What follows belongs to an exercise in optimizing a design on an open flow for small area and a short achievable clock period; a production flow would make more cautious choices. Where RTL was checked, it was by simulation tests only, not by an equivalence proof against the original. Not every run is shown, and edits may drop behaviour that the tests do not exercise. Only the layout flow was run in run 2; the RTL was not checked for function there.

==> flow/design.v <==
`timescale 1ns / 1ps
`timescale 1ns / 1ps
module lshift1(
input [47:0] a, input s, output reg [47:0] out
    );
integer i;
always @ (*)
begin
if (s==1)
begin
for (i=0;i<47;i=i+1)
     out[i+1]=a[i];
out[0]=1'b0;
end
else 
out=a;
end
endmodule
module lshift2(
input [47:0] a, input s, output reg [47:0] out
    );
integer i;
always @ (*)
begin
if (s==1)
begin
for (i=0;i<46;i=i+1)
     out[i+2]=a[i];
out[1:0]=2'b0;
end
else 
out=a;
end
endmodule
module lshift4(
input [47:0] a, input s, output reg [47:0] out
    );
integer i;
always @ (*)
begin
if (s==1)
begin
for (i=0;i<44;i=i+1)
     out[i+4]=a[i];
out[3:0]=4'b0;
end
else 
out=a;
end
endmodule
module lshift8(
input [47:0] a, input s, output reg [47:0] out
    );
integer i;
always @ (*)
begin
if (s==1)
begin
for (i=0;i<40;i=i+1)
     out[i+8]=a[i];
out[7:0]=8'b0;
end
else 
out=a;
end
endmodule
module lshift16(
input [47:0] a, input s, output reg [47:0] out
    );
integer i;
always @ (*)
begin
if (s==1)
begin
for (i=0;i<32;i=i+1)
     out[i+16]=a[i];
out[15:0]=16'b0;
end
else 
out=a;
end
endmodule
module lshift32(
input [47:0] a, input s, output reg [47:0] out
    );
integer i;
always @ (*)
begin
if (s==1)
begin
for (i=0;i<16;i=i+1)
     out[i+32]=a[i];
out[31:0]=32'b0;
end
else 
out=a;
end
endmodule
module lshift_48(input [47:0] a, input [5:0] s, output [47:0] out);
wire [47:0] o1,o2,o3,o4,o5,o6;
lshift1 s1(a,s[0],o1);
lshift2 s2(o1,s[1],o2);
lshift4 s3(o2,s[2],o3);
lshift8 s4(o3,s[3],o4);
lshift16 s5(o4,s[4],o5);
lshift32 s6(o5,s[5],out);
endmodule
module lzd2(a,p,v);
input [1:0]a;
output reg p,v;
always @ (*)
begin
v= a[0] | a[1];
p= ~a[1] & a[0];
end
endmodule
module lzd4(a,p,v);
input [3:0]a;
output reg [1:0]p;
output reg v;
wire p1,p2,v1,v2;
lzd2 l1 (a[1:0],p1,v1);
lzd2 l2 (a[3:2],p2,v2);
always @ (*)
begin
v = v1 | v2;
p[1]=~v2;
if (v2==1)
p[0]= p2;
else
p[0]= p1;
end
endmodule
module lzd8(a,p,v);
input [7:0]a;
output reg [2:0]p;
output reg v;
wire [1:0] p1,p2;
wire v1,v2;
lzd4 l3 (a[3:0],p1,v1);
lzd4 l4 (a[7:4],p2,v2);
always @ (*)
begin
v = v1 | v2;
p[2]=~v2;
if (v2==0)
begin p[1]= p1[1];
p[0]= p1[0]; end
else
begin p[1]= p2[1];
p[0]= p2[0]; end
end
endmodule
module lzd16(a,p,v);
input [15:0]a;
output reg [3:0]p;
output reg v;
wire [2:0] p1,p2;
wire v1,v2;
lzd8 l5 (a[7:0],p1,v1);
lzd8 l6 (a[15:8],p2,v2);
always @ (*)
begin
v = v1 | v2;
p[3]=~v2;
if (v2==0)
begin p[2] = p1[2];
p[1]= p1[1];
p[0]= p1[0]; end
else
begin p[2] = p2[2];
p[1]= p2[1];
p[0]= p2[0]; end
end
endmodule
module lzd32(a,p,v);
input [31:0]a;
output reg [4:0]p;
output reg v;
wire [3:0] p1,p2;
wire v1,v2;
lzd16 l7 (a[15:0],p1,v1);
lzd16 l8 (a[31:16],p2,v2);
always @ (*)
begin
v = v1 | v2;
p[4]=~v2;
if (v2==0)
begin p[3] = p1[3];
p[2] = p1[2];
p[1]= p1[1];
p[0]= p1[0]; end
else
begin p[3] = p2[3];
p[2] = p2[2];
p[1]= p2[1];
p[0]= p2[0]; end
end
endmodule
module lzd48(a,p,v);
input [47:0]a;
output reg [5:0]p;
output reg v;
wire [4:0] p1,p2;
wire v1,v2;
lzd32 l9 ({a[15:0],16'b0},p1,v1);
lzd32 l10 (a[47:16],p2,v2);
always @ (*)
begin
v = v1 | v2;
p[5]=~v2;
if (v2==0)
begin p[4] = p1[4];
p[3] = p1[3];
p[2] = p1[2];
p[1]= p1[1];
p[0]= p1[0]; end
else
begin p[4] = p2[4];
p[3] = p2[3];
p[2] = p2[2];
p[1]= p2[1];
p[0]= p2[0]; end
end
endmodule
`timescale 1ns / 1ps
module mem_128x52(
    input clk,
    input [51:0] wdata,
    input we,
    input [6:0] addr,
    output [51:0] rdata
    );
reg [51:0]mem[0:127];
reg [51:0] data_out;
initial begin
$readmemb("mem_coeff_log.mem",mem);
end
assign rdata = data_out;
always @ (posedge clk)
begin
   data_out <= mem[addr];
end
endmodule
`timescale 1ns / 1ps
module mem_64x19(
    input clk,
    input [18:0] wdata,
    input we,
    input [5:0] addr,
    output [18:0] rdata
    );
reg [18:0]mem[0:63];
reg [18:0] data_out;
initial begin
$readmemb("mem_coeff_sqrt.mem",mem);
end
assign rdata = data_out;
always @ (posedge clk)
begin
   data_out <= mem[addr];
end
endmodule
`timescale 1ns / 1ps
module mem_128x19(
    input clk,
    input [18:0] wdata,
    input we_0,
    input we_1,
    input [6:0] addr_0,
    input [6:0] addr_1,
    output [18:0] rdata_0,
    output [18:0] rdata_1
    );
reg [18:0]mem[0:127];
reg [18:0] data_out_0,data_out_1;
initial begin
$readmemb("mem_coeff_cos.mem",mem);
end
assign rdata_0 = data_out_0;
assign rdata_1 = data_out_1;
always @ (posedge clk)
begin
   data_out_0 <= mem[addr_0];
   data_out_1 <= mem[addr_1];
end
endmodule
`timescale 1ns / 1ps
module tausworthe(clk,reset,s0,s1,s2,r
    );
input clk, reset;
input [31:0] s0,s1,s2;
output reg[31:0] r;
wire [31:0] b1,b2,b0,d0,d1,d2,w0,w1,w2;
wire [31:0] y0,y1,y2,x0,x1,x2,c0,c1,c2;
wire [31:0] r_temp;
reg [31:0] p2,p1,p0;
reg flag;
assign w0=p0 << 13;
assign y0= w0 ^ p0;
assign b0= y0 >> 19;
assign c0 = p0 & 32'hfffffffe;
assign d0= c0 << 12;
assign w1= p1 << 2;
assign y1= w1 ^ p1;
assign b1= y1 >> 25;
assign c1 = p1 & 32'hfffffff8;
assign d1=c1<<4;
assign w2=p2<<3;
assign y2= w2 ^ p2;
assign b2=y2>>11;
assign c2 = p2 & 32'hfffffff0;
assign d2=c2<<17;
assign r_temp = x0 ^ x1 ^ x2;
assign x0= b0 ^ d0;
assign x1= b1 ^ d1;
assign x2= b2 ^ d2;
always @ (posedge clk)
begin
if (reset) flag<=1'b0;
else begin
if (~flag)
   begin {p2,p1,p0}<={s2,s1,s0};
	flag <=1'b1; end
else
  {p2,p1,p0}<={x2,x1,x0};
end
r<=r_temp;
end
endmodule
`timescale 1ns / 1ps
module taus_wrapper(clk,reset,s0,s1,s2,s3,s4,s5,u0,u1
    );
input clk,reset;
input [31:0] s0,s1,s2,s3,s4,s5;
output [47:0] u0;
output [15:0] u1;
wire [31:0] w0,w1;
tausworthe taus1(clk,reset,s0,s1,s2,w0);
tausworthe taus2(clk,reset,s3,s4,s5,w1);
assign u0= {w0,w1[31:16]};
assign u1=w1[15:0];
endmodule
`timescale 1ns / 1ps
module log_block(clk,u0,e
    );
input clk;
input [47:0] u0;
output reg [30:0] e;
wire [47:0] x_e;
wire [7:0] x_a;
wire [39:0] x_b;
wire [5:0] lzd_op,exp_e;
wire lzd_v;
wire [52:0] m1;
wire [21:0]m4,m5;
wire [22:0]m2;
wire [61:0]m3;
wire [26:0]y_e;
wire [30:0]y_e_add,y_e_sub;
wire [31:0] e_bar,y_e_new,e_temp;
wire [32:0] e_final;
wire [51:0]rdata,wdata;
reg we;
reg [5:0] exp_e_reg;
reg [47:0]x_e_reg;
wire [21:0]c1_log_reg;
wire [29:0]c0_log_reg;
reg [12:0]c2_log_reg;
mem_128x52 mem (
		.clk(clk), 
		.rdata(rdata), 
		.wdata(wdata),
		.we(we), 
		.addr(x_e[46:40])
	);
lzd48 lzd_log1(u0,lzd_op,lzd_v);
assign exp_e= lzd_op + 1'b1;
lshift_48 lshift_log1(u0,lzd_op,x_e);
wire x_comb;
assign x_a = x_e_reg[47:40];
assign x_b = x_e_reg[39:0];
assign x_comb= x_e_reg[46] | x_e_reg[45] | x_e_reg[44] |x_e_reg[43] |x_e_reg[42] |x_e_reg[41] |x_e_reg[40]; 
assign c0_log_reg = x_comb ? rdata[51:22]:30'b000000011001101000110101111001;
assign c1_log_reg = x_comb ?rdata[21:0]: 22'b1110101001101110000100;
assign m1 =  x_b  * c2_log_reg;
assign m2 =  c1_log_reg - m1[52:40];
assign m4 = ~m2[21:0] + 1'b1;
assign m5 = m2[22] ? m2[21:0]: m4;
assign m3 = m5 * x_b;
assign y_e_add= c0_log_reg + m3[61:39];
assign y_e_sub = c0_log_reg - m3[61:39];
assign y_e = m2[22]? y_e_add[30:4]:y_e_sub[30:4];
assign e_bar =  exp_e_reg * 26'b10110001011100100001100000;
assign y_e_new = y_e;
assign e_temp = e_bar - y_e_new;
assign e_final = e_temp <<1;
always @ (posedge clk)
begin
we <=1'b0;
exp_e_reg <=exp_e;
x_e_reg <=x_e;
c2_log_reg <= 13'b0111011110010;
e <= e_final[32:2]  ;
end
endmodule
`timescale 1ns / 1ps
module sqrt(clk,in,out
    );
input clk;
input [30:0] in;
output reg[16:0] out;
wire [5:0]exp_f,exp_fbar,exp_f1;
wire [36:0]x12,x24;
wire [19:0]y12,y24;
wire [45:0]y_ans_temp,y_1;
wire [14:0]y_ans;
wire [4:0] w1;
wire [47:0] x_bar;
wire [30:0]x_fbar,x_fbar_temp,x_f;
wire [18:0] rdata,c0;
wire wdata;
wire v1;
wire [1:0]flag;
reg [11:0]c1_12,c1_24;
reg y_f_final;
reg we;
reg [30:0]in_reg;
reg [30:0]x_f_reg;
reg [5:0]exp_fbar_reg,exp_f_reg;
mem_64x19 mem (
		.clk(clk), 
		.rdata(c0), 
		.wdata(wdata),
		.we(we), 
		.addr(x_f[30:25])
	);
lzd32 lzd_sqrt1({in,1'b0},w1,v1);
assign exp_f = 5'b00101 - w1;
assign exp_f1 = exp_f[5]?(~exp_f + 1'b1) : exp_f;
lshift_48 l_sqrt1({in,17'b0},{1'b0,w1},x_bar);
assign x_fbar = x_bar[47:17];
assign x_f = exp_f[0]?(x_fbar>>1):x_fbar;
assign flag={exp_f[0],exp_f[5]};
assign exp_fbar = (flag==2'b11)?(exp_f1 - 1'b1)>>1 : (flag==2'b10)?(exp_f1 + 1'b1)>>1 :exp_f1 >>1;
assign x24 = c1_24 * x_f_reg[24:0];
assign x12 = c1_12 * x_f_reg[24:0];
assign y24 = x24[36:24] + c0;
assign y12 = x12[36:24] + c0;
assign y_ans = x_f_reg[30]? y24[19:5] : y12[19:5];
assign y_ans_temp = {5'b0,y_ans,26'b0};
assign y_1 = exp_f_reg[5]?(y_ans_temp >>exp_fbar_reg):(y_ans_temp <<exp_fbar_reg);
wire [45:0]y_f,y_f_temp;
wire [5:0]ls_val;
assign y_f_temp = exp_f_reg[5]?{2'b0,y_1[40:0],3'b0}:{y_1[45:0]};
assign ls_val = 6'b000101-exp_fbar_reg;
assign y_f=exp_f_reg[5]?y_f_temp : (y_f_temp << ls_val);
always @ (posedge clk)
begin
in_reg <=in;
we<=1'b0;
c1_24 <=12'b100101010001;
c1_12 <=12'b110100101101;
x_f_reg <=x_f;
exp_f_reg <=exp_f;
exp_fbar_reg <=exp_fbar;
out <=y_f[45:29];
end
endmodule
`timescale 1ns / 1ps
module sincos_block(clk,reset,u1,g0,g1
    );
input clk,reset;
input [15:0] u1;
output reg [15:0] g0,g1;
wire wdata;
reg [1:0]quad;
reg we;
reg [11:0] c1_sincos;
reg [13:0] x_g_a_reg,x_g_b_reg;
reg [19:0]y_g_a_reg,y_g_b_reg;  
reg quad_reg;
reg [15:0]g0_temp1,g1_temp1;  
wire [13:0] x_g_a,x_g_b;
wire [6:0] x_g_a_B,x_g_b_B;
wire [19:0] m1a,m1b,m4a,m4b;
wire [18:0] c0_a,c0_b;
wire [20:0] m2a,m2b;
wire [19:0]y_g_a,y_g_b;
wire [15:0]g0_temp,g1_temp;
wire [18:0] rdata_0,rdata_1;
mem_128x19 mem (
		.clk(clk), 
		.rdata_0(rdata_0), 
		.rdata_1(rdata_1), 
		.wdata(wdata),
		.we_0(we), 
		.we_1(we),
		.addr_0(x_g_a[13:7]),
		.addr_1(x_g_b[13:7])	
	);
assign x_g_a=u1[13:0];
assign x_g_b=14'h3fff-u1[13:0];
assign x_g_a_B = x_g_a_reg[6:0];
assign x_g_b_B = x_g_b_reg[6:0];
assign x_comb_0= x_g_a_reg[13] | x_g_a_reg[12] | x_g_a_reg[11] | |x_g_a_reg[10] |x_g_a_reg[9] |x_g_a_reg[8] | x_g_a_reg[7]; 
assign x_comb_1= x_g_b_reg[13] | x_g_b_reg[12] | x_g_b_reg[11] | |x_g_b_reg[10] |x_g_b_reg[9] |x_g_b_reg[8] | x_g_b_reg[7]; 
assign c0_a = x_comb_0 ? rdata_0: 19'b1001010001001000101;
assign c0_b = x_comb_1 ? rdata_1: 19'b1001010001001000101;
assign m1a = c1_sincos * x_g_a_B;
assign m1b = c1_sincos * x_g_b_B;
assign m2a= {c0_a,1'b0} - {1'b0,m1a};
assign m2b= {c0_b,1'b0} - {1'b0,m1b};
assign m4a = ~m2a[19:0] + 1'b1;
assign m4b = ~m2b[19:0] + 1'b1;
assign y_g_a = m2a[20] ? m2a[19:0] : m4a;
assign y_g_b = m2b[20] ? m2b[19:0] : m4b;
assign g0_temp[15] = (quad==2'b00)?1'b0:(quad==2'b01)?1'b0: (quad==2'b10)?1'b1:(quad==2'b11)?1'b1:1'b0 ;
assign g1_temp[15] = (quad==2'b00)?1'b0:(quad==2'b01)?1'b1: (quad==2'b10)?1'b1:(quad==2'b11)?1'b0:1'b0 ;
assign g0_temp[14:0] = (quad==2'b00)?y_g_b[19:5]:(quad==2'b01)?y_g_a[19:5]: (quad==2'b10)?y_g_b[19:5]:(quad==2'b11)?y_g_a[19:5]: 15'b0 ;
assign g1_temp[14:0] = (quad==2'b00)?y_g_a[19:5]:(quad==2'b01)?y_g_b[19:5]: (quad==2'b10)?y_g_a[19:5]:(quad==2'b11)?y_g_b[19:5]: 15'b0 ;
always @ (posedge clk)
begin
we <=1'b0;
c1_sincos<=12'b100001011001;
quad <= u1[15:14];
quad_reg <=quad;
y_g_a_reg <=y_g_a;
y_g_b_reg <=y_g_b;
x_g_a_reg <=x_g_a;
x_g_b_reg <=x_g_b;
g0_temp1 <=g0_temp;
g1_temp1 <=g1_temp;  
g0<=g0_temp1;
g1<=g1_temp1;
end
endmodule
`timescale 1ns / 1ps
module awgn_top(clk,reset,s0,s1,s2,s3,s4,s5,x0,x1,valid
    );
input clk,reset;
input [31:0] s0,s1,s2,s3,s4,s5;
output [16:0] x0,x1;
output valid;
wire [47:0] u0;
wire [15:0] u1;
wire [30:0]e;
wire [16:0]f;
wire [31:0] y0,y1;
wire [15:0]g0,g1;
taus_wrapper t1 (.clk(clk),
                  .reset(reset),
						.s0(s0),
						.s1(s1),
						.s2(s2),
						.s3(s3),
						.s4(s4),
						.s5(s5),
						.u0(u0),
						.u1(u1));
log_block l1 (.clk(clk),
               .u0(u0),
					 .e(e));
sqrt sq1 (.clk(clk),
                .in(e),
					.out(f));
sincos_block sc1 (.clk(clk),
                  .reset(reset),
						.u1(u1),
						.g0(g0),
						.g1(g1));
assign y0= f * g0[14:0];
assign y1 = f * g1[14:0];
assign x0={g0[15],y0[31:16]};
assign x1={g1[15],y1[31:16]};
reg [2:0] vcnt;
always @ (posedge clk)
begin
if (reset) vcnt <= 3'd0;
else if (vcnt != 3'd6) vcnt <= vcnt + 3'd1;
end
assign valid = (vcnt == 3'd6);
endmodule
==> flow/mem_coeff_cos.mem <==
1001010001001000101
1001001100111101100
1001001000110010010
1001000100100111001
1001000000011011111
1000111100010000110
1000111000000101100
1000110011111010011
1000101111101111001
1000101011100100000
1000100111011000110
1000100011001101101
1000011111000010011
1000011010110111010
1000010110101100000
1000010010100000111
1000001110010101101
1000001010001010100
1000000101111111010
1000000001110100001
0111111101101000111
0111111001011101110
0111110101010010100
0111110001000111011
0111101100111100001
0111101000110001000
0111100100100101110
0111100000011010101
0111011100001111011
0111011000000100010
0111010011111001000
0111001111101101111
0111001011100010101
0111000111010111100
0111000011001100010
0110111111000001001
0110111010110101111
0110110110101010110
0110110010011111100
0110101110010100011
0110101010001001001
0110100101111110000
0110100001110010111
0110011101100111101
0110011001011100100
0110010101010001010
0110010001000110001
0110001100111010111
0110001000101111110
0110000100100100100
0110000000011001011
0101111100001110001
0101111000000011000
0101110011110111110
0101101111101100101
0101101011100001011
0101100111010110010
0101100011001011000
0101011110111111111
0101011010110100101
0101010110101001100
0101010010011110010
0101001110010011001
0101001010000111111
0101000101111100110
0101000001110001100
0100111101100110011
0100111001011011001
0100110101010000000
0100110001000100110
0100101100111001101
0100101000101110011
0100100100100011010
0100100000011000000
0100011100001100111
0100011000000001101
0100010011110110100
0100001111101011010
0100001011100000001
0100000111010100111
0100000011001001110
0011111110111110100
0011111010110011011
0011110110101000001
0011110010011101000
0011101110010001110
0011101010000110101
0011100101111011011
0011100001110000010
0011011101100101000
0011011001011001111
0011010101001110101
0011010001000011100
0011001100111000010
0011001000101101001
0011000100100001111
0011000000010110110
0010111100001011100
0010111000000000011
0010110011110101010
0010101111101010000
0010101011011110111
0010100111010011101
0010100011001000100
0010011110111101010
0010011010110010001
0010010110100110111
0010010010011011110
0010001110010000100
0010001010000101011
0010000101111010001
0010000001101111000
0001111101100011110
0001111001011000101
0001110101001101011
0001110001000010010
0001101100110111000
0001101000101011111
0001100100100000101
0001100000010101100
0001011100001010010
0001010111111111001
0001010011110011111
0001001111101000110
0001001011011101100
0001000111010010011
0001000011000111001
0000111110111100000
==> flow/mem_coeff_log.mem <==
0000000110011010001101011110011110101001101110000100
0000001101101110001000101110101110100101111110111101
0000010101000000001100011011001110100010001111110110
0000011100010000011000100100001110011110100000101111
0000100011011110101101001001101110011010110001100111
0000101010101011001010001011011110010111000010100000
0000110001110101101111101001101110010011010011011001
0000111000111110011101100100001110001111100100010010
0001000000000101010011111011011110001011110101001011
0001000111001010010010101111001110001000000110000100
0001001110001101011001111110111110000100010110111100
0001010101001110101001101011001110000000100111110101
0001011100001110000001110100001101111100111000101110
0001100011001011100010011001001101111001001001100111
0001101010000111001011011010111101110101011010100000
0001110001000000111100111000101101110001101011011001
0001110111111000110110110011001101101101111100010001
0001111110101110111001001010001101101010001101001010
0010000101100011000011111101011101100110011110000011
0010001100010101010111001101001101100010101110111100
0010010011000101110010111001011101011110111111110101
0010011001110100010111000001101101011011010000101110
0010100000100001000011100110101101010111100001100111
0010100111001011111000100111111101010011110010011111
0010101101110100110110000101111101010000000011011000
0010110100011011111100000000001101001100010100010001
0010111011000001001010010110101101001000100101001010
0011000001100100100001001001101101000100110110000011
0011001000000110000000011001011101000001000110111100
0011001110100101101000000101001100111101010111110100
0011010101000011011000001101011100111001101000101101
0011011011011111010000110001111100110101111001100110
0011100001111001010001110011001100110010001010011111
0011101000010001011011010000111100101110011011011000
0011101110100111101101001010101100101010101100010001
0011110100111100000111100001001100100110111101001001
0011111011001110101010010100001100100011001110000010
0100000001011111010101100011001100011111011110111011
0100000111101110001001001110111100011011101111110100
0100001101111011000101010110111100011000000000101101
0100010100000110001001111011011100010100010001100110
0100011010001111010110111100011100010000100010011110
0100100000010110101100011001101100001100110011010111
0100100110011100001010010011011100001001000100010000
0100101100011111110000101001101100000101010101001001
0100110010100001011111011100001100000001100110000010
0100111000100001010110101011001011111101110110111011
0100111110011111010110010110011011111010000111110011
0101000100011011011110011110011011110110011000101100
0101001010010101101111000010101011110010101001100101
0101010000001110001000000011001011101110111010011110
0101010110000100101001100000011011101011001011010111
0101011011111001010011011001111011100111011100010000
0101100001101100000101101111101011100011101101001000
0101100111011101000000100010001011011111111110000001
0101101101001100000011110000101011011100001110111010
0101110010111001001111011011111011011000011111110011
0101111000100100100011100011101011010100110000101100
0101111110001110000000000111101011010001000001100101
0110000011110101100101001000001011001101010010011101
0110001001011011010010100100111011001001100011010110
0110001110111111001000011110001011000101110100001111
0110010100100001000110110011111011000010000101001000
0110011010000001001101100101111010111110010110000001
0110011111011111011100110100011010111010100110111010
0110100100111011110100011111011010110110110111110010
0110101010010110010100100110101010110011001000101011
0110101111101110111101001010101010101111011001100100
0110110101000101101110001010111010101011101010011101
0110111010011010100111100111011010100111111011010110
0110111111101101101001100000011010100100001100001111
0111000100111110110011110101101010100000011101001000
0111001010001110000110100111101010011100101110000000
0111001111011011100001110110001010011000111110111001
0111010100100111000101100000101010010101001111110010
0111011001110000110001100111111010010001100000101011
0111011110111000100110001011011010001101110001100100
0111100011111110100011001011011010001010000010011101
0111101001000010101000100111111010000110010011010101
0111101110000100110110100000011010000010100100001110
0111110011000101001100110101101001111110110101000111
0111111000000011101011100111011001111011000110000000
0111111101000000010010110101011001110111010110111001
1000000001111011000010011111111001110011100111110010
1000000110110011111010100110111001101111111000101010
1000001011101010111011001010001001101100001001100011
1000010000100000000100001001111001101000011010011100
1000010101010011010101100101111001100100101011010101
1000011010000100101111011110101001100000111100001110
1000011110110100010001110011101001011101001101000111
1000100011100001111100100100111001011001011101111111
1000101000001101101111110010101001010101101110111000
1000101100110111101011011101001001010001111111110001
1000110001011111101111100011101001001110010000101010
1000110110000101111100000110101001001010100001100011
1000111010101010010001000110001001000110110010011100
1000111111001100101110100010001001000011000011010100
1001000011101101010100011010101000111111010100001101
1001001000001100000010101111001000111011100101000110
1001001100101000111001100000011000110111110101111111
1001010001000011111000101110001000110100000110111000
1001010101011101000000010111111000110000010111110001
1001011001110100010000011110011000101100101000101001
1001011110001001101001000001001000101000111001100010
1001100010011101001010000000011000100101001010011011
1001100110101110110011011100001000100001011011010100
1001101010111110100101010100001000011101101100001101
1001101111001100011111101000101000011001111101000110
1001110011011000100010011001111000010110001101111110
1001110111100010101101100110111000010010011110110111
1001111011101011000001010000111000001110101111110000
1001111111110001011101010110111000001011000000101001
1010000011110110000001111001101000000111010001100010
1010000111111000101110111000101000000011100010011011
1010001011111001100100010011110111111111110011010011
1010001111111000100010001011110111111100000100001100
1010010011110101101000100000010111111000010101000101
1010010111110000110111010000110111110100100101111110
1010011011101010001110011110000111110000110110110111
1010011111100001101110000111010111101101000111110000
1010100011010111010110001101010111101001011000101001
1010100111001011000110101111110111100101101001100001
1010101010111100111111101110100111100001111010011010
1010101110101101000001001001110111011110001011010011
1010110010011011001011000001100111011010011100001100
1010110110000111011101010101010111010110101101000101
1010111001110001111000000110000111010010111101111110
1010111101011010011011010010100111001111001110110110
==> flow/mem_coeff_sqrt.mem <==
0100110011110111000
0101000001000010010
0101001110001101101
0101011011011000111
0101101000100100010
0101110101101111100
0110000010111010111
0110010000000110001
0110011101010001100
0110101010011100111
0110110111101000001
0111000100110011100
0111010001111110110
0111011111001010001
0111101100010101011
0111111001100000110
1000000110101100000
1000010011110111011
1000100001000010101
1000101110001110000
1000111011011001010
1001001000100100101
1001010101101111111
1001100010111011010
1001110000000110100
1001111101010001111
1010001010011101010
1010010111101000100
1010100100110011111
1010110001111111001
1010111111001010100
1011001100010101110
1011011101100010010
1011100110110110101
1011110000001010111
1011111001011111010
1100000010110011100
1100001100000111111
1100010101011100001
1100011110110000100
1100101000000100110
1100110001011001001
1100111010101101011
1101000100000001110
1101001101010110000
1101010110101010011
1101011111111110101
1101101001010011000
1101110010100111010
1101111011111011101
1110000101010000000
1110001110100100010
1110010111111000101
1110100001001100111
1110101010100001010
1110110011110101100
1110111101001001111
1111000110011110001
1111001111110010100
1111011001000110110
1111100010011011001
1111101011101111011
1111110101000011110
1111111110011000000
==> flow/run.sh <==
#!/bin/bash
# synth_recipe.tcl (not shown) runs the flow's synth.tcl, then flattens the netlist and writes it again
# the make line also repeats each setting of config.mk as NAME=value (left out here)
make -C /OpenROAD-flow-scripts/flow DESIGN_CONFIG=/design/flow/config.mk WORK_HOME=/design/flow/orfs CLKGATE_MAP_FILE= SYNTH_SCRIPT=/design/flow/synth_recipe.tcl finish
==> flow/config.mk <==
export PLATFORM = sky130hd
export DESIGN_NAME = awgn_top
export DESIGN_NICKNAME = awgn_top
export VERILOG_FILES = /design/flow/design.v
export SDC_FILE = /design/flow/constraint.sdc
export NUM_CORES = 4
export LEC_CHECK = 0
export CAP_MARGIN = 20
export CORE_MARGIN = 2
export CORE_UTILIZATION = 40
export SLEW_MARGIN = 20
export SYNTH_MEMORY_MAX_BITS = 16384
==> flow/constraint.sdc <==
create_clock -name core_clock -period 23.0 [get_ports {clk}]
set_input_delay 4.6000 -clock core_clock [delete_from_list [all_inputs] [get_ports {clk}]]
set_output_delay 4.6000 -clock core_clock [all_outputs]
set_load 0.01 [all_outputs]
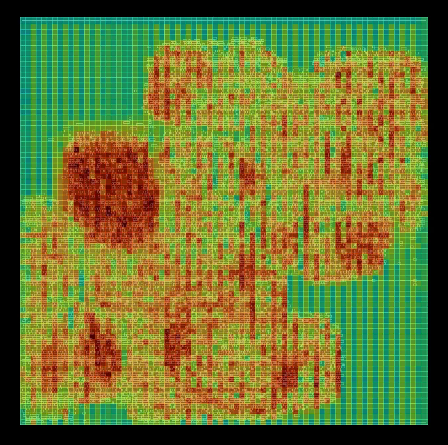
**Above:** run 1 (track usage over the die).
met2 Usage GRT: 0.392
total track usage: 0.245
final core area utilization: 0.435

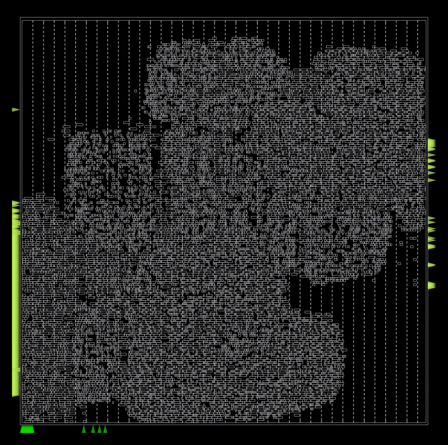
**Above:** run 1 (cell placement).
Tap Count: 3570
Core Area: 0.271 mm²
final std cells w/o fill: 16207
sequential cell count: 579
Seq area share: 0.113

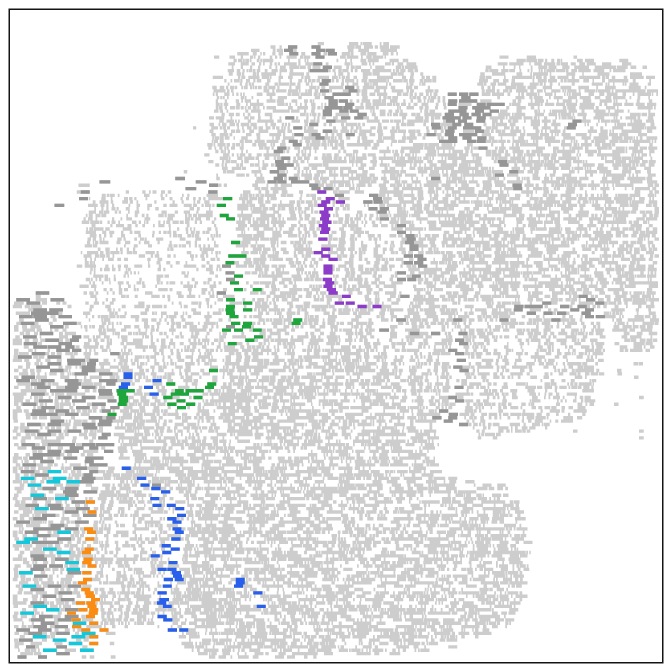
**Above:** run 1 (register map, names as in the netlist).
Other sequential cells in the stronger gray, the rest of the logic in the fainter gray.
legend:
  green:
    netlist_name: `l1.mem.data_out`
    placed_flops: 52
  cyan:
    netlist_name: `t1.taus1.p1`
    placed_flops: 29
    where: bottom left
  orange:
    netlist_name: `t1.taus1.r`
    placed_flops: 32
    where: bottom left
  purple:
    netlist_name: `l1.e`
    placed_flops: 31
  blue:
    netlist_name: `l1.x_e_reg`
    placed_flops: 47
    where: bottom left
not colored: 388

==> flow_summary.ini, run 1 <==
[outcome]
status = complete, no violations

[yosys]
yosysTopAreaCell = fa_1
yosys_most_used_dff = dfxtp_1
syn_inst = 12762
synth_commonest_cells = 2020 x inv_1, 1597 x nand2_1, 1553 x fa_1
syn_area_mm2 = 0.109
synth_simple_gate_area_frac = 0.150
synth_edf_count = 176
yosysTopAreaCellShare = 0.285
synth_xor_area_frac = 0.0419
synth-seq-cells = 579
synth_cell_types = 110
synth_mux_area_frac = 0.0434
avgSynthCellArea_um2 = 8.55

[clock_tree]
tritoncts.num_buffers = 72
holdBufCountCts = 0
post-cts-setup-buffers = 1
clk_latency_ps = 720
cts_tree = yes
cts.sinks = 579
cts.htree.levels = 3
clockRootBuffer = clkbuf_16
clk_pin_slew_ps = 60

[worst_setup_path]
slowest_stage = fa_1
cp_common_cell = fa_1
cp_top_family = adder cells
slowest_delay_ps = 590
cp_data_required_time_ps = 23620
crit_end = l1.e[30]
cp-start-kind = flop
critical_path_depth = 91
crit_type = flop to flop
worst_r2r_endpoint = l1.e[30]

[placement]
place_hpwl_um = 261000
gp_congestion = 0.983
dp.cells = 16040
dpl_cell_area_mm2 = 0.115

[die]
fp-row-count = 191
die_h_um = 526

[sta]
tightest_slew_ps = 1090
setup_viol = 0
hold_violations = 0
relSlewSlack = 0.256
setup_ws_ps = 1120
tns_ps = 0
clock.fmax_mhz = 45.7
skew_ps = 42.3

[detailed_routing]
totalWireLength_um = 343000
met1Wirelength_um = 148000
drt_iter0_drc = 8546
drcViolationCount = 0
dr.pass1.iters = 7
routedWlPerCell_um = 21.2
dr_wl_met3_um = 25400

[finish]
finish.instance_area_mm2 = 0.118
nNetsFinal = 15405
nFillCells = 27022
areaGrowthSynthToFinish_pct = 8.13

[min_path]
worst_hold_path_type = flop to flop
worstHoldStart = sc1.g0_temp1[1]

[job]
maxCapViolations = 0

[global_route]
grt.busiest_layer = met2
grt_pass1_vias = 91174
==> run 1: cell families after synthesis <==
family | Yosys count
xor gates and xnor gates | 521
DFF | 579
muxes | 421
adders and majority gates | 2637
buffers and inverters | 2746
AOI/OAI and AO/OA | 2272
and+or+nand+nor | 3586
==> run 1: placed cells by master (no fill, tap or decap), types with 114 or more instances in the layout <==
master           count
buf_4              204
xor2_1             119
nor3_1             193
a21o_1             133
nor2_1             674
a31oi_1            119
mux2i_1            221
and2_1             444
dfxtp_1            394
ha_1              1080
nand3_1            205
nand2b_1           114
clkdlybuf4s50_1    212
fa_1              1553
inv_1             2019
edfxtp_1           176
o21ai_0            444
xnor2_1            379
mux2_2             176
nand2_1           1596
a21oi_1            600
==> run 1: cell type report <==
| cell class | count | area [µm²] | area share |
|---|---|---|---|
| multi-input cells | 9438 | 85800 | 0.727 |
| flip-flops and latches | 579 | 13400 | 0.113 |
| inverters | 2038 | 7660 | 0.0649 |
| well taps | 3570 | 4470 | 0.0379 |
| repair buffers | 445 | 4170 | 0.0354 |
| clock buffers | 88 | 1970 | 0.0167 |
| clock inverters | 45 | 572 | 0.00485 |
| diodes | 4 | 10.0 | 0.0000848 |
## Run 2: large edit since run 1, in outline
flow/design.v: 583 -> 6449 lines; modules unchanged: 0
  awgn_taus: new, 58 lines
  awgn_ln1: new, 80 lines
  awgn_ln2: new, 615 lines
  awgn_ln3: new, 3033 lines
  awgn_sq1: new, 36 lines
  awgn_sq2: new, 25 lines
  awgn_sq3: new, 760 lines
  awgn_sq4: new, 65 lines
  awgn_ang: new, 272 lines
  awgn_out: new, 1443 lines
  awgn_top: edited, 45 -> 62 lines
  removed: lshift1, lshift2, lshift4, lshift8, lshift16, lshift32, lshift_48, lzd2, lzd4, lzd8, lzd16, lzd32, lzd48, mem_128x52, mem_64x19, mem_128x19, tausworthe, taus_wrapper, log_block, sqrt, sincos_block
==> module awgn_top as of run 2 <==
module awgn_top(clk, reset, s0, s1, s2, s3, s4, s5, x0, x1, valid);
input clk;
input reset;
input [31:0] s0;
input [31:0] s1;
input [31:0] s2;
input [31:0] s3;
input [31:0] s4;
input [31:0] s5;
output [16:0] x0;
output [16:0] x1;
output valid;
wire [47:0] u0;
wire [15:0] u1;
wire [46:0] xe1;
wire [5:0] ex1;
wire [21:0] m5r;
wire [39:0] xb2;
wire [26:0] eb2;
wire [29:0] rc2;
wire [74:0] za;
wire [74:0] zb;
wire [30:0] e4;
wire [3:0] w14;
wire [24:0] xf5;
wire [18:0] rs5;
wire [3:0] w15;
wire [14:0] ya6;
wire [3:0] w16;
wire [7:0] bo;
wire [7:0] bt;
wire [6:0] bn;
wire pr;
wire [14:0] g0r;
wire [14:0] g1r;
wire sg0;
wire sg1;
wire [16:0] x0r;
wire [16:0] x1r;
reg [3:0] vcnt;
reg vr;
awgn_taus tg(.clk(clk), .reset(reset), .s0(s0), .s1(s1), .s2(s2), .s3(s3), .s4(s4), .s5(s5), .u0(u0), .u1(u1));
awgn_ln1 l1(.clk(clk), .u0(u0), .xe1(xe1), .ex1(ex1));
awgn_ln2 l2(.clk(clk), .xe1(xe1), .ex1(ex1), .m5r(m5r), .xb2(xb2), .eb2(eb2), .rc2(rc2));
awgn_ln3 l3(.clk(clk), .m5r(m5r), .xb2(xb2), .eb2(eb2), .rc2(rc2), .za(za), .zb(zb));
awgn_sq1 q1(.clk(clk), .za(za), .zb(zb), .e4(e4), .w14(w14));
awgn_sq2 q2(.clk(clk), .e4(e4), .w14(w14), .xf5(xf5), .rs5(rs5), .w15(w15));
awgn_sq3 q3(.clk(clk), .xf5(xf5), .rs5(rs5), .w15(w15), .ya6(ya6), .w16(w16));
awgn_sq4 q4(.clk(clk), .ya6(ya6), .w16(w16), .bo(bo), .bt(bt), .bn(bn), .pr(pr));
awgn_ang an(.clk(clk), .u1(u1), .g0r(g0r), .g1r(g1r), .sg0(sg0), .sg1(sg1));
awgn_out om(.clk(clk), .bo(bo), .bt(bt), .bn(bn), .pr(pr), .g0r(g0r), .g1r(g1r), .sg0(sg0), .sg1(sg1), .x0r(x0r), .x1r(x1r));
always @(posedge clk) begin
  if (reset) vcnt <= 4'd0;
  else if (vcnt != 4'd8) vcnt <= vcnt + 4'd1;
end
assign valid = vr;
assign x0 = x0r;
assign x1 = x1r;
always @(posedge clk) begin
  vr <= ~reset & (vcnt == 4'd8);
end
endmodule
==> module awgn_sq4 as of run 2 <==
module awgn_sq4(clk, ya6, w16, bo, bt, bn, pr);
input clk;
input [14:0] ya6;
input [3:0] w16;
output [7:0] bo;
output [7:0] bt;
output [6:0] bn;
output pr;
wire pos;
reg [1:0] fbv;
wire [14:0] f;
wire [16:0] fx;
reg [7:0] bo, bt;
reg [6:0] bn;
reg pr;
assign pos = w16 <= 4'd5;
always @(*) begin
  case (w16)
    4'd0: fbv = 2'd0;
    4'd1: fbv = 2'd0;
    4'd2: fbv = 2'd0;
    4'd3: fbv = 2'd0;
    4'd4: fbv = 2'd0;
    4'd5: fbv = 2'd0;
    4'd6: fbv = 2'd0;
    4'd7: fbv = 2'd1;
    4'd8: fbv = 2'd1;
    4'd9: fbv = 2'd2;
    4'd10: fbv = 2'd2;
    4'd11: fbv = 2'd3;
    4'd12: fbv = 2'd3;
    4'd13: fbv = 2'd0;
    4'd14: fbv = 2'd0;
    4'd15: fbv = 2'd0;
  endcase
end
assign f = pos ? ya6 : (ya6 >> fbv);
assign fx = {1'b0, f, 1'b0};
always @(posedge clk) begin
  bo[0] <= fx[1] ^ fx[0];
  bt[0] <= (fx[2] & ~fx[1] & ~fx[0]) | (~fx[2] & fx[1] & fx[0]);
  bn[0] <= fx[2];
  bo[1] <= fx[3] ^ fx[2];
  bt[1] <= (fx[4] & ~fx[3] & ~fx[2]) | (~fx[4] & fx[3] & fx[2]);
  bn[1] <= fx[4];
  bo[2] <= fx[5] ^ fx[4];
  bt[2] <= (fx[6] & ~fx[5] & ~fx[4]) | (~fx[6] & fx[5] & fx[4]);
  bn[2] <= fx[6];
  bo[3] <= fx[7] ^ fx[6];
  bt[3] <= (fx[8] & ~fx[7] & ~fx[6]) | (~fx[8] & fx[7] & fx[6]);
  bn[3] <= fx[8];
  bo[4] <= fx[9] ^ fx[8];
  bt[4] <= (fx[10] & ~fx[9] & ~fx[8]) | (~fx[10] & fx[9] & fx[8]);
  bn[4] <= fx[10];
  bo[5] <= fx[11] ^ fx[10];
  bt[5] <= (fx[12] & ~fx[11] & ~fx[10]) | (~fx[12] & fx[11] & fx[10]);
  bn[5] <= fx[12];
  bo[6] <= fx[13] ^ fx[12];
  bt[6] <= (fx[14] & ~fx[13] & ~fx[12]) | (~fx[14] & fx[13] & fx[12]);
  bn[6] <= fx[14];
  bo[7] <= fx[15] ^ fx[14];
  bt[7] <= (fx[16] & ~fx[15] & ~fx[14]) | (~fx[16] & fx[15] & fx[14]);
  pr <= pos;
end
endmodule
==> module awgn_taus as of run 2 <==
module awgn_taus(clk, reset, s0, s1, s2, s3, s4, s5, u0, u1);
input clk;
input reset;
input [31:0] s0;
input [31:0] s1;
input [31:0] s2;
input [31:0] s3;
input [31:0] s4;
input [31:0] s5;
output [47:0] u0;
output [15:0] u1;
reg rq;
reg [31:1] t1p0;
reg [31:3] t1p1;
reg [31:4] t1p2;
wire [31:0] tv1;
wire [31:0] tv2;
wire [31:0] tv3;
wire [31:0] tx4;
wire [31:0] tx5;
wire [31:0] tx6;
wire [31:0] tu7;
reg [31:0] t2p0;
reg [31:0] t2p1;
reg [31:0] t2p2;
wire [31:0] tv8;
wire [31:0] tv9;
wire [31:0] tv10;
wire [31:0] tx11;
wire [31:0] tx12;
wire [31:0] tx13;
wire [31:0] tu14;
assign tv1 = {t1p0, 1'b0};
assign tv2 = {t1p1, 3'b0};
assign tv3 = {t1p2, 4'b0};
assign tx4 = (((tv1 << 13) ^ tv1) >> 19) ^ (tv1 << 12);
assign tx5 = (((tv2 << 2) ^ tv2) >> 25) ^ (tv2 << 4);
assign tx6 = (((tv3 << 3) ^ tv3) >> 11) ^ (tv3 << 17);
assign tu7 = tx4 ^ tx5 ^ tx6;
assign tv8 = {t2p0[31:1], 1'b0};
assign tv9 = {t2p1[31:3], 3'b0};
assign tv10 = {t2p2[31:4], 4'b0};
assign tx11 = (((tv8 << 13) ^ tv8) >> 19) ^ (tv8 << 12);
assign tx12 = (((tv9 << 2) ^ tv9) >> 25) ^ (tv9 << 4);
assign tx13 = (((tv10 << 3) ^ tv10) >> 11) ^ (tv10 << 17);
assign tu14 = tx11 ^ tx12 ^ tx13;
assign u0 = {tu7, tu14[31:16]};
assign u1 = t2p0[15:0] ^ t2p1[15:0] ^ t2p2[15:0];
always @(posedge clk) begin
  rq <= reset;
  t1p0 <= rq ? s0[31:1] : tx4[31:1];
  t1p1 <= rq ? s1[31:3] : tx5[31:3];
  t1p2 <= rq ? s2[31:4] : tx6[31:4];
  t2p0 <= rq ? s3[31:0] : tx11[31:0];
  t2p1 <= rq ? s4[31:0] : tx12[31:0];
  t2p2 <= rq ? s5[31:0] : tx13[31:0];
end
endmodule
==> module awgn_sq1 as of run 2 <==
module awgn_sq1(clk, za, zb, e4, w14);
input clk;
input [74:0] za;
input [74:0] zb;
output [30:0] e4;
output [3:0] w14;
wire [74:0] zs;
wire [30:0] e;
reg [3:0] w1;
reg [30:0] e4;
reg [3:0] w14;
assign zs = za + zb;
assign e = zs[74:44];
always @(*) begin
  casez (e[30:18])
    13'b1????????????: w1 = 4'd0;
    13'b01???????????: w1 = 4'd1;
    13'b001??????????: w1 = 4'd2;
    13'b0001?????????: w1 = 4'd3;
    13'b00001????????: w1 = 4'd4;
    13'b000001???????: w1 = 4'd5;
    13'b0000001??????: w1 = 4'd6;
    13'b00000001?????: w1 = 4'd7;
    13'b000000001????: w1 = 4'd8;
    13'b0000000001???: w1 = 4'd9;
    13'b00000000001??: w1 = 4'd10;
    13'b000000000001?: w1 = 4'd11;
    13'b0000000000001: w1 = 4'd12;
    default: w1 = 4'd12;
  endcase
end
always @(posedge clk) begin
  e4 <= e;
  w14 <= w1;
end
endmodule
==> module awgn_sq2 as of run 2 <==
module awgn_sq2(clk, e4, w14, xf5, rs5, w15);
input clk;
input [30:0] e4;
input [3:0] w14;
output [24:0] xf5;
output [18:0] rs5;
output [3:0] w15;
wire [30:0] un;
wire [29:0] xf;
wire [5:0] sadr;
wire [18:0] roms;
localparam [1215:0] roms_T = 1216'hff981fa87bebbdfc4d9f646de7e53c678f7a4fecf59d542ba133f2fc5e3a45c2a037beeee53ada531affd756a9e9ab0d101d9d5af3164e5026c7b098ab870c1fe059cbe5f57815ee6dadbb12b315d5f952b1fcd499fa5e89453aa7d47ce03498bb52adfe4892c76ca8b8e11085613ddc0d607e60cf62addf28ba3f671338dbd05aa73b3a8c64062c175d75be2d12256d8ea71b54109267b8;
reg [24:0] xf5;
reg [18:0] rs5;
reg [3:0] w15;
assign un = e4 << w14;
assign xf = w14[0] ? un[29:0] : un[30:1];
assign sadr = {w14[0], xf[29:25]};
assign roms = roms_T[sadr*19 +: 19];
always @(posedge clk) begin
  xf5 <= xf[24:0];
  rs5 <= roms;
  w15 <= w14;
end
endmodule
==> module awgn_ln1 as of run 2 <==
module awgn_ln1(clk, u0, xe1, ex1);
input clk;
input [47:0] u0;
output [46:0] xe1;
output [5:0] ex1;
reg [4:0] lzh;
reg [3:0] lzl;
wire hz;
wire lzz;
wire [5:0] lz;
wire [47:0] xe;
reg [46:0] xe1;
reg [5:0] ex1;
always @(*) begin
  casez (u0[47:16])
    32'b1???????????????????????????????: lzh = 5'd0;
    32'b01??????????????????????????????: lzh = 5'd1;
    32'b001?????????????????????????????: lzh = 5'd2;
    32'b0001????????????????????????????: lzh = 5'd3;
    32'b00001???????????????????????????: lzh = 5'd4;
    32'b000001??????????????????????????: lzh = 5'd5;
    32'b0000001?????????????????????????: lzh = 5'd6;
    32'b00000001????????????????????????: lzh = 5'd7;
    32'b000000001???????????????????????: lzh = 5'd8;
    32'b0000000001??????????????????????: lzh = 5'd9;
    32'b00000000001?????????????????????: lzh = 5'd10;
    32'b000000000001????????????????????: lzh = 5'd11;
    32'b0000000000001???????????????????: lzh = 5'd12;
    32'b00000000000001??????????????????: lzh = 5'd13;
    32'b000000000000001?????????????????: lzh = 5'd14;
    32'b0000000000000001????????????????: lzh = 5'd15;
    32'b00000000000000001???????????????: lzh = 5'd16;
    32'b000000000000000001??????????????: lzh = 5'd17;
    32'b0000000000000000001?????????????: lzh = 5'd18;
    32'b00000000000000000001????????????: lzh = 5'd19;
    32'b000000000000000000001???????????: lzh = 5'd20;
    32'b0000000000000000000001??????????: lzh = 5'd21;
    32'b00000000000000000000001?????????: lzh = 5'd22;
    32'b000000000000000000000001????????: lzh = 5'd23;
    32'b0000000000000000000000001???????: lzh = 5'd24;
    32'b00000000000000000000000001??????: lzh = 5'd25;
    32'b000000000000000000000000001?????: lzh = 5'd26;
    32'b0000000000000000000000000001????: lzh = 5'd27;
    32'b00000000000000000000000000001???: lzh = 5'd28;
    32'b000000000000000000000000000001??: lzh = 5'd29;
    32'b0000000000000000000000000000001?: lzh = 5'd30;
    32'b00000000000000000000000000000001: lzh = 5'd31;
    default: lzh = 5'd31;
  endcase
end
always @(*) begin
  casez (u0[15:0])
    16'b1???????????????: lzl = 4'd0;
    16'b01??????????????: lzl = 4'd1;
    16'b001?????????????: lzl = 4'd2;
    16'b0001????????????: lzl = 4'd3;
    16'b00001???????????: lzl = 4'd4;
    16'b000001??????????: lzl = 4'd5;
    16'b0000001?????????: lzl = 4'd6;
    16'b00000001????????: lzl = 4'd7;
    16'b000000001???????: lzl = 4'd8;
    16'b0000000001??????: lzl = 4'd9;
    16'b00000000001?????: lzl = 4'd10;
    16'b000000000001????: lzl = 4'd11;
    16'b0000000000001???: lzl = 4'd12;
    16'b00000000000001??: lzl = 4'd13;
    16'b000000000000001?: lzl = 4'd14;
    16'b0000000000000001: lzl = 4'd15;
    default: lzl = 4'd15;
  endcase
end
assign hz = u0[47:16] == 32'd0;
assign lzz = u0[15:0] == 16'd0;
assign lz = hz ? (lzz ? 6'd62 : {2'b10, lzl}) : {1'b0, lzh};
assign xe = u0 << lz;
always @(posedge clk) begin
  xe1 <= xe[46:0];
  ex1 <= lz + 6'd1;
end
endmodule
==> flow/flow/run.sh (new file) <==
#!/bin/bash
# Standard layout (standard synthesis, same SDC), with timing repair asked to keep
# extra setup slack so that the resizer works on paths well below the 23 ns period.
set -euo pipefail
bash standard.sh SETUP_SLACK_MARGIN=16 finish > flow_make.log 2>&1
==> flow/standard.sh (new file) <==
#!/bin/bash
# synth_recipe.tcl (not shown) runs the flow's synth.tcl, then flattens the netlist and writes it again
# the make line also repeats each setting of config.mk as NAME=value (left out here)
make -C /OpenROAD-flow-scripts/flow DESIGN_CONFIG=/design/flow/config.mk WORK_HOME=/design/flow/orfs CLKGATE_MAP_FILE= SYNTH_SCRIPT=/design/flow/synth_recipe.tcl "${@:-finish}"
removed: flow/mem_coeff_cos.mem
removed: flow/mem_coeff_log.mem
removed: flow/mem_coeff_sqrt.mem
removed: flow/run.sh
==> run 2 against run 1 <==
Still clean. Utilization down 0.20 points. Via count shrank 2.7%. Sequential share of layout area up 4.5 points. Clock skew increased by 44 ps. Critical path depth is 63 lower. Highest routed layer unchanged.
==> flow_summary.ini, run 2 <==
[detailed_routing]
route.met2.wl_um = 152000
drcViolationCount = 0
met1Wirelength_um = 144000
routedWlPerCell_um = 23.3
dr_wl_met3_um = 29700
dr.pass1.iters = 7
drt_iter0_drc = 9993
routed.top_layer = met5
totalWireLength_um = 339000
viasPerCell = 6.02
vias = 87786

[worst_setup_path]
critical_path_depth = 28
cp_data_required_time_ps = 23580
cp_common_cell = o21ai_0
cp_top_family = compound AO/OA/AOI/OAI gates
slowest_delay_ps = 630
ff2ff_path_depth = 28
cp-start-kind = flop
slowest_stage = a2111oi_1
crit_type = flop to flop
cp.buffers_inverters = 2

[yosys]
synth_cell_types = 93
synth_xor_area_frac = 0.0687
yosysWarnings = 11
yosysTopAreaCellShare = 0.174
syn_inst = 11901
synth_top_family_by_area = adder cells
synth-seq-cells = 796
synth_commonest_cells = 1086 x inv_1, 1064 x nand2_1, 1000 x a21oi_1
synth-compound-area-share = 0.242
yosysMostFrequentCell = inv_1
synth_simple_gate_area_frac = 0.124
yosysTopAreaCell = fa_1
syn_area_mm2 = 0.0945
avgSynthCellArea_um2 = 7.94
synth_mux_area_frac = 0.0558
synthTopCellsByArea = fa_1 17%, dfxtp_1 17%, ha_1 6.8%
synth_edf_count = 0
yosys_most_used_dff = dfxtp_1
synth_fa_ha_area_frac = 0.254
synthArstFlopShare = 0

[finish]
nFillCells = 23325
finish.instance_area_mm2 = 0.102
top_register = l3.za
utilization = 0.433
areaGrowthSynthToFinish_pct = 7.76
layout_common_cells = 1085 x inv_1, 1064 x nand2_1, 999 x a21oi_1
layoutNonFillerInstCount = 14578
largest_reg_flops = 75
nNetsFinal = 12867
final_common_cell = inv_1

[clock_tree]
cts_tree = yes
post_cts_resized = 4
tritoncts.num_buffers = 94
cts_buffer_depth = 3
post-cts-setup-buffers = 0
holdBufCountCts = 0
clk_pin_slew_ps = 80
clockRootBuffer = clkbuf_16
cts.sinks = 796
cts.htree.levels = 3
clk_latency_ps = 800

[global_route]
antenna_found_initial = 18
grt_max_degree = 123
grt_pass1_vias = 85145
grt_pass1_wl_um = 518000
gr-total-overflow = 0

[outcome]
status = complete, no violations

[die]
die_h_um = 490
coreArea_mm2 = 0.235
dieWidth_um = 490
die_area_mm2 = 0.240

[min_path]
whs_path_depth = 0
worst_hold_path_type = flop to flop

[sta]
drv_slew = 0
setup_viol = 0
setup_ws_ps = 16410
hold_violations = 0
rsz0062_at_grt = yes
tns_ps = 0
skew_ps = 85.9
relSlewSlack = 0.213
clock.fmax_mhz = 152
fin_crit_sh = 0.286
tightest_slew_ps = 1170
period_minus_slack_ps = 6590

[job]
maxCapViolations = 0

[placement]
dp.cells = 14390
place_hpwl_um = 243000
portBuffers = 220
dpl_cell_area_mm2 = 0.0984
gp_congestion = 0.980
## run 2: changes by cell type after synthesis, moves of 176 or more
cell,before,now
a21oi_1,604,1000
nor2_1,676,940
fa_1,1553,823
a22oi_1,20,368
clkbuf_1,520,872
nand2_1,1597,1064
inv_1,2020,1086
ha_1,1084,514
o22ai_1,102,303
and2_1,444,58
edfxtp_1,176,0
dfxtp_1,403,796
o21ai_0,453,790
## run 2: logic make-up after synthesis
logic type,Yosys count
xor+xnor,696
other cells,1
mux,455
buf+inv,2204
flops,796
simple gates,2703
compound gates,3604
fa+ha+maj,1442
## run 2: layout make-up
class | instances | area (µm²) | area share
Multi-Input combinational cell | 8901 | 70400 | 0.691
Sequential cell | 796 | 16100 | 0.158
Inverter | 1106 | 4150 | 0.0408
Tap cell | 3150 | 3940 | 0.0387
Timing Repair Buffer | 437 | 3870 | 0.0380
Clock buffer | 121 | 2640 | 0.0259
Clock inverter | 55 | 716 | 0.00703
Antenna cell | 12 | 30.0 | 0.000295
## run 2: worst paths after layout
| path | from | end |
|---|---|---|
| max reg2reg | l1.xe1[5] | l2.m5r[15] |
| min | an.ub[12] | an.uc[12] |
| max | l1.xe1[5] | l2.m5r[15] |
| min reg2reg | an.ub[12] | an.uc[12] |
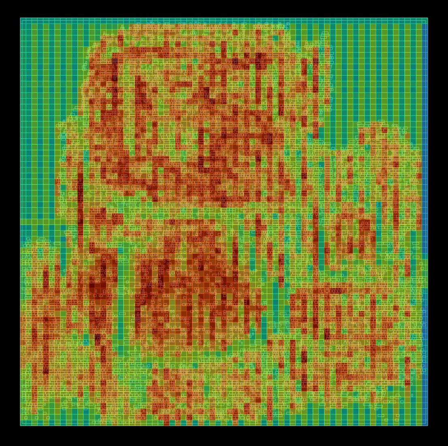
**Above:** run 2 (track usage over the die).
GR Util met3: 0.0465
GR Util met1: 0.370
layer with the highest usage: met2
total track usage: 0.272
met2 Usage GRT: 0.433

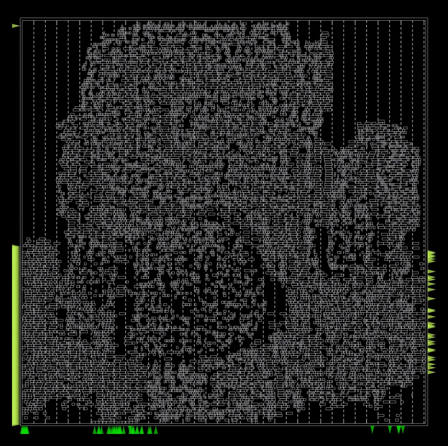
**Above:** run 2 (cell placement).
Tap Count: 3150
# rows: 178

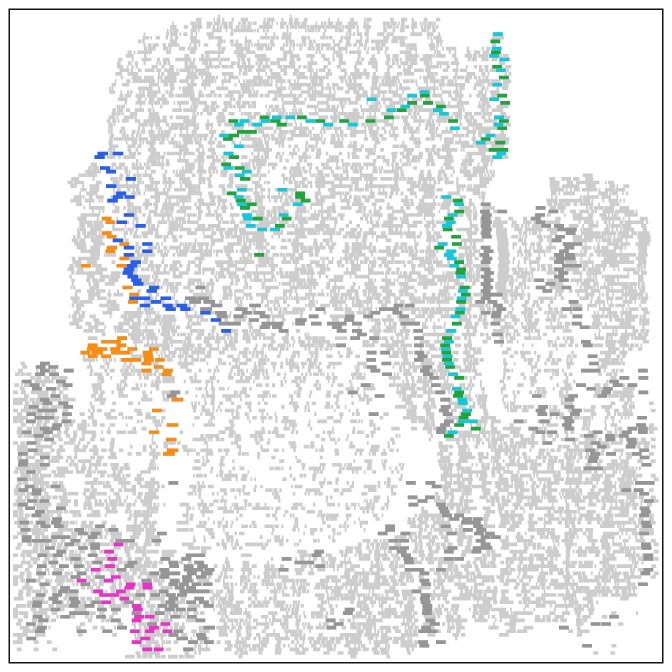
**Above:** run 2 (register map, names as in the netlist).
Other sequential cells in the stronger gray, the rest of the logic in the fainter gray.
legend:
  cyan:
    netlist_name: `l3.za`
    placed_flops: 75
  orange:
    netlist_name: `l1.xe1`
    placed_flops: 47
    where: left middle
  green:
    netlist_name: `l3.zb`
    placed_flops: 74
  blue:
    netlist_name: `l2.xb2`
    placed_flops: 40
    where: left middle
  magenta:
    netlist_name: `tg.t2p2`
    placed_flops: 32
    where: bottom left

separate check: timing with driven ports:
No port has a modelled driver above. Below, the same layouts with a new extraction and two added sets of constraints. Step 1 assumes that a clkbuf_16 drives the clock port and a buf_2 every other input. Step 2 also shifts input and output timing later by t, the mid clock arrival at the registers, as if the neighbouring blocks saw the same clock. Three values: ideal ports, drivers, drivers and shift; two values: the first two.
run | t, ns | setup WS [ns] | worst setup path after step 2 | latest minus earliest clock arrival (ns) | worst slew at a driven data input, ns
run 1 | 0.792 | 1.117 / 1.117 / 1.117 | register to register | 0.049 / 0.049 | 0.09
run 2 | 0.843 | 16.413 / 16.413 / 16.413 | register to register | 0.088 / 0.088 | 0.15
After both steps setup and hold are still met in every run listed.
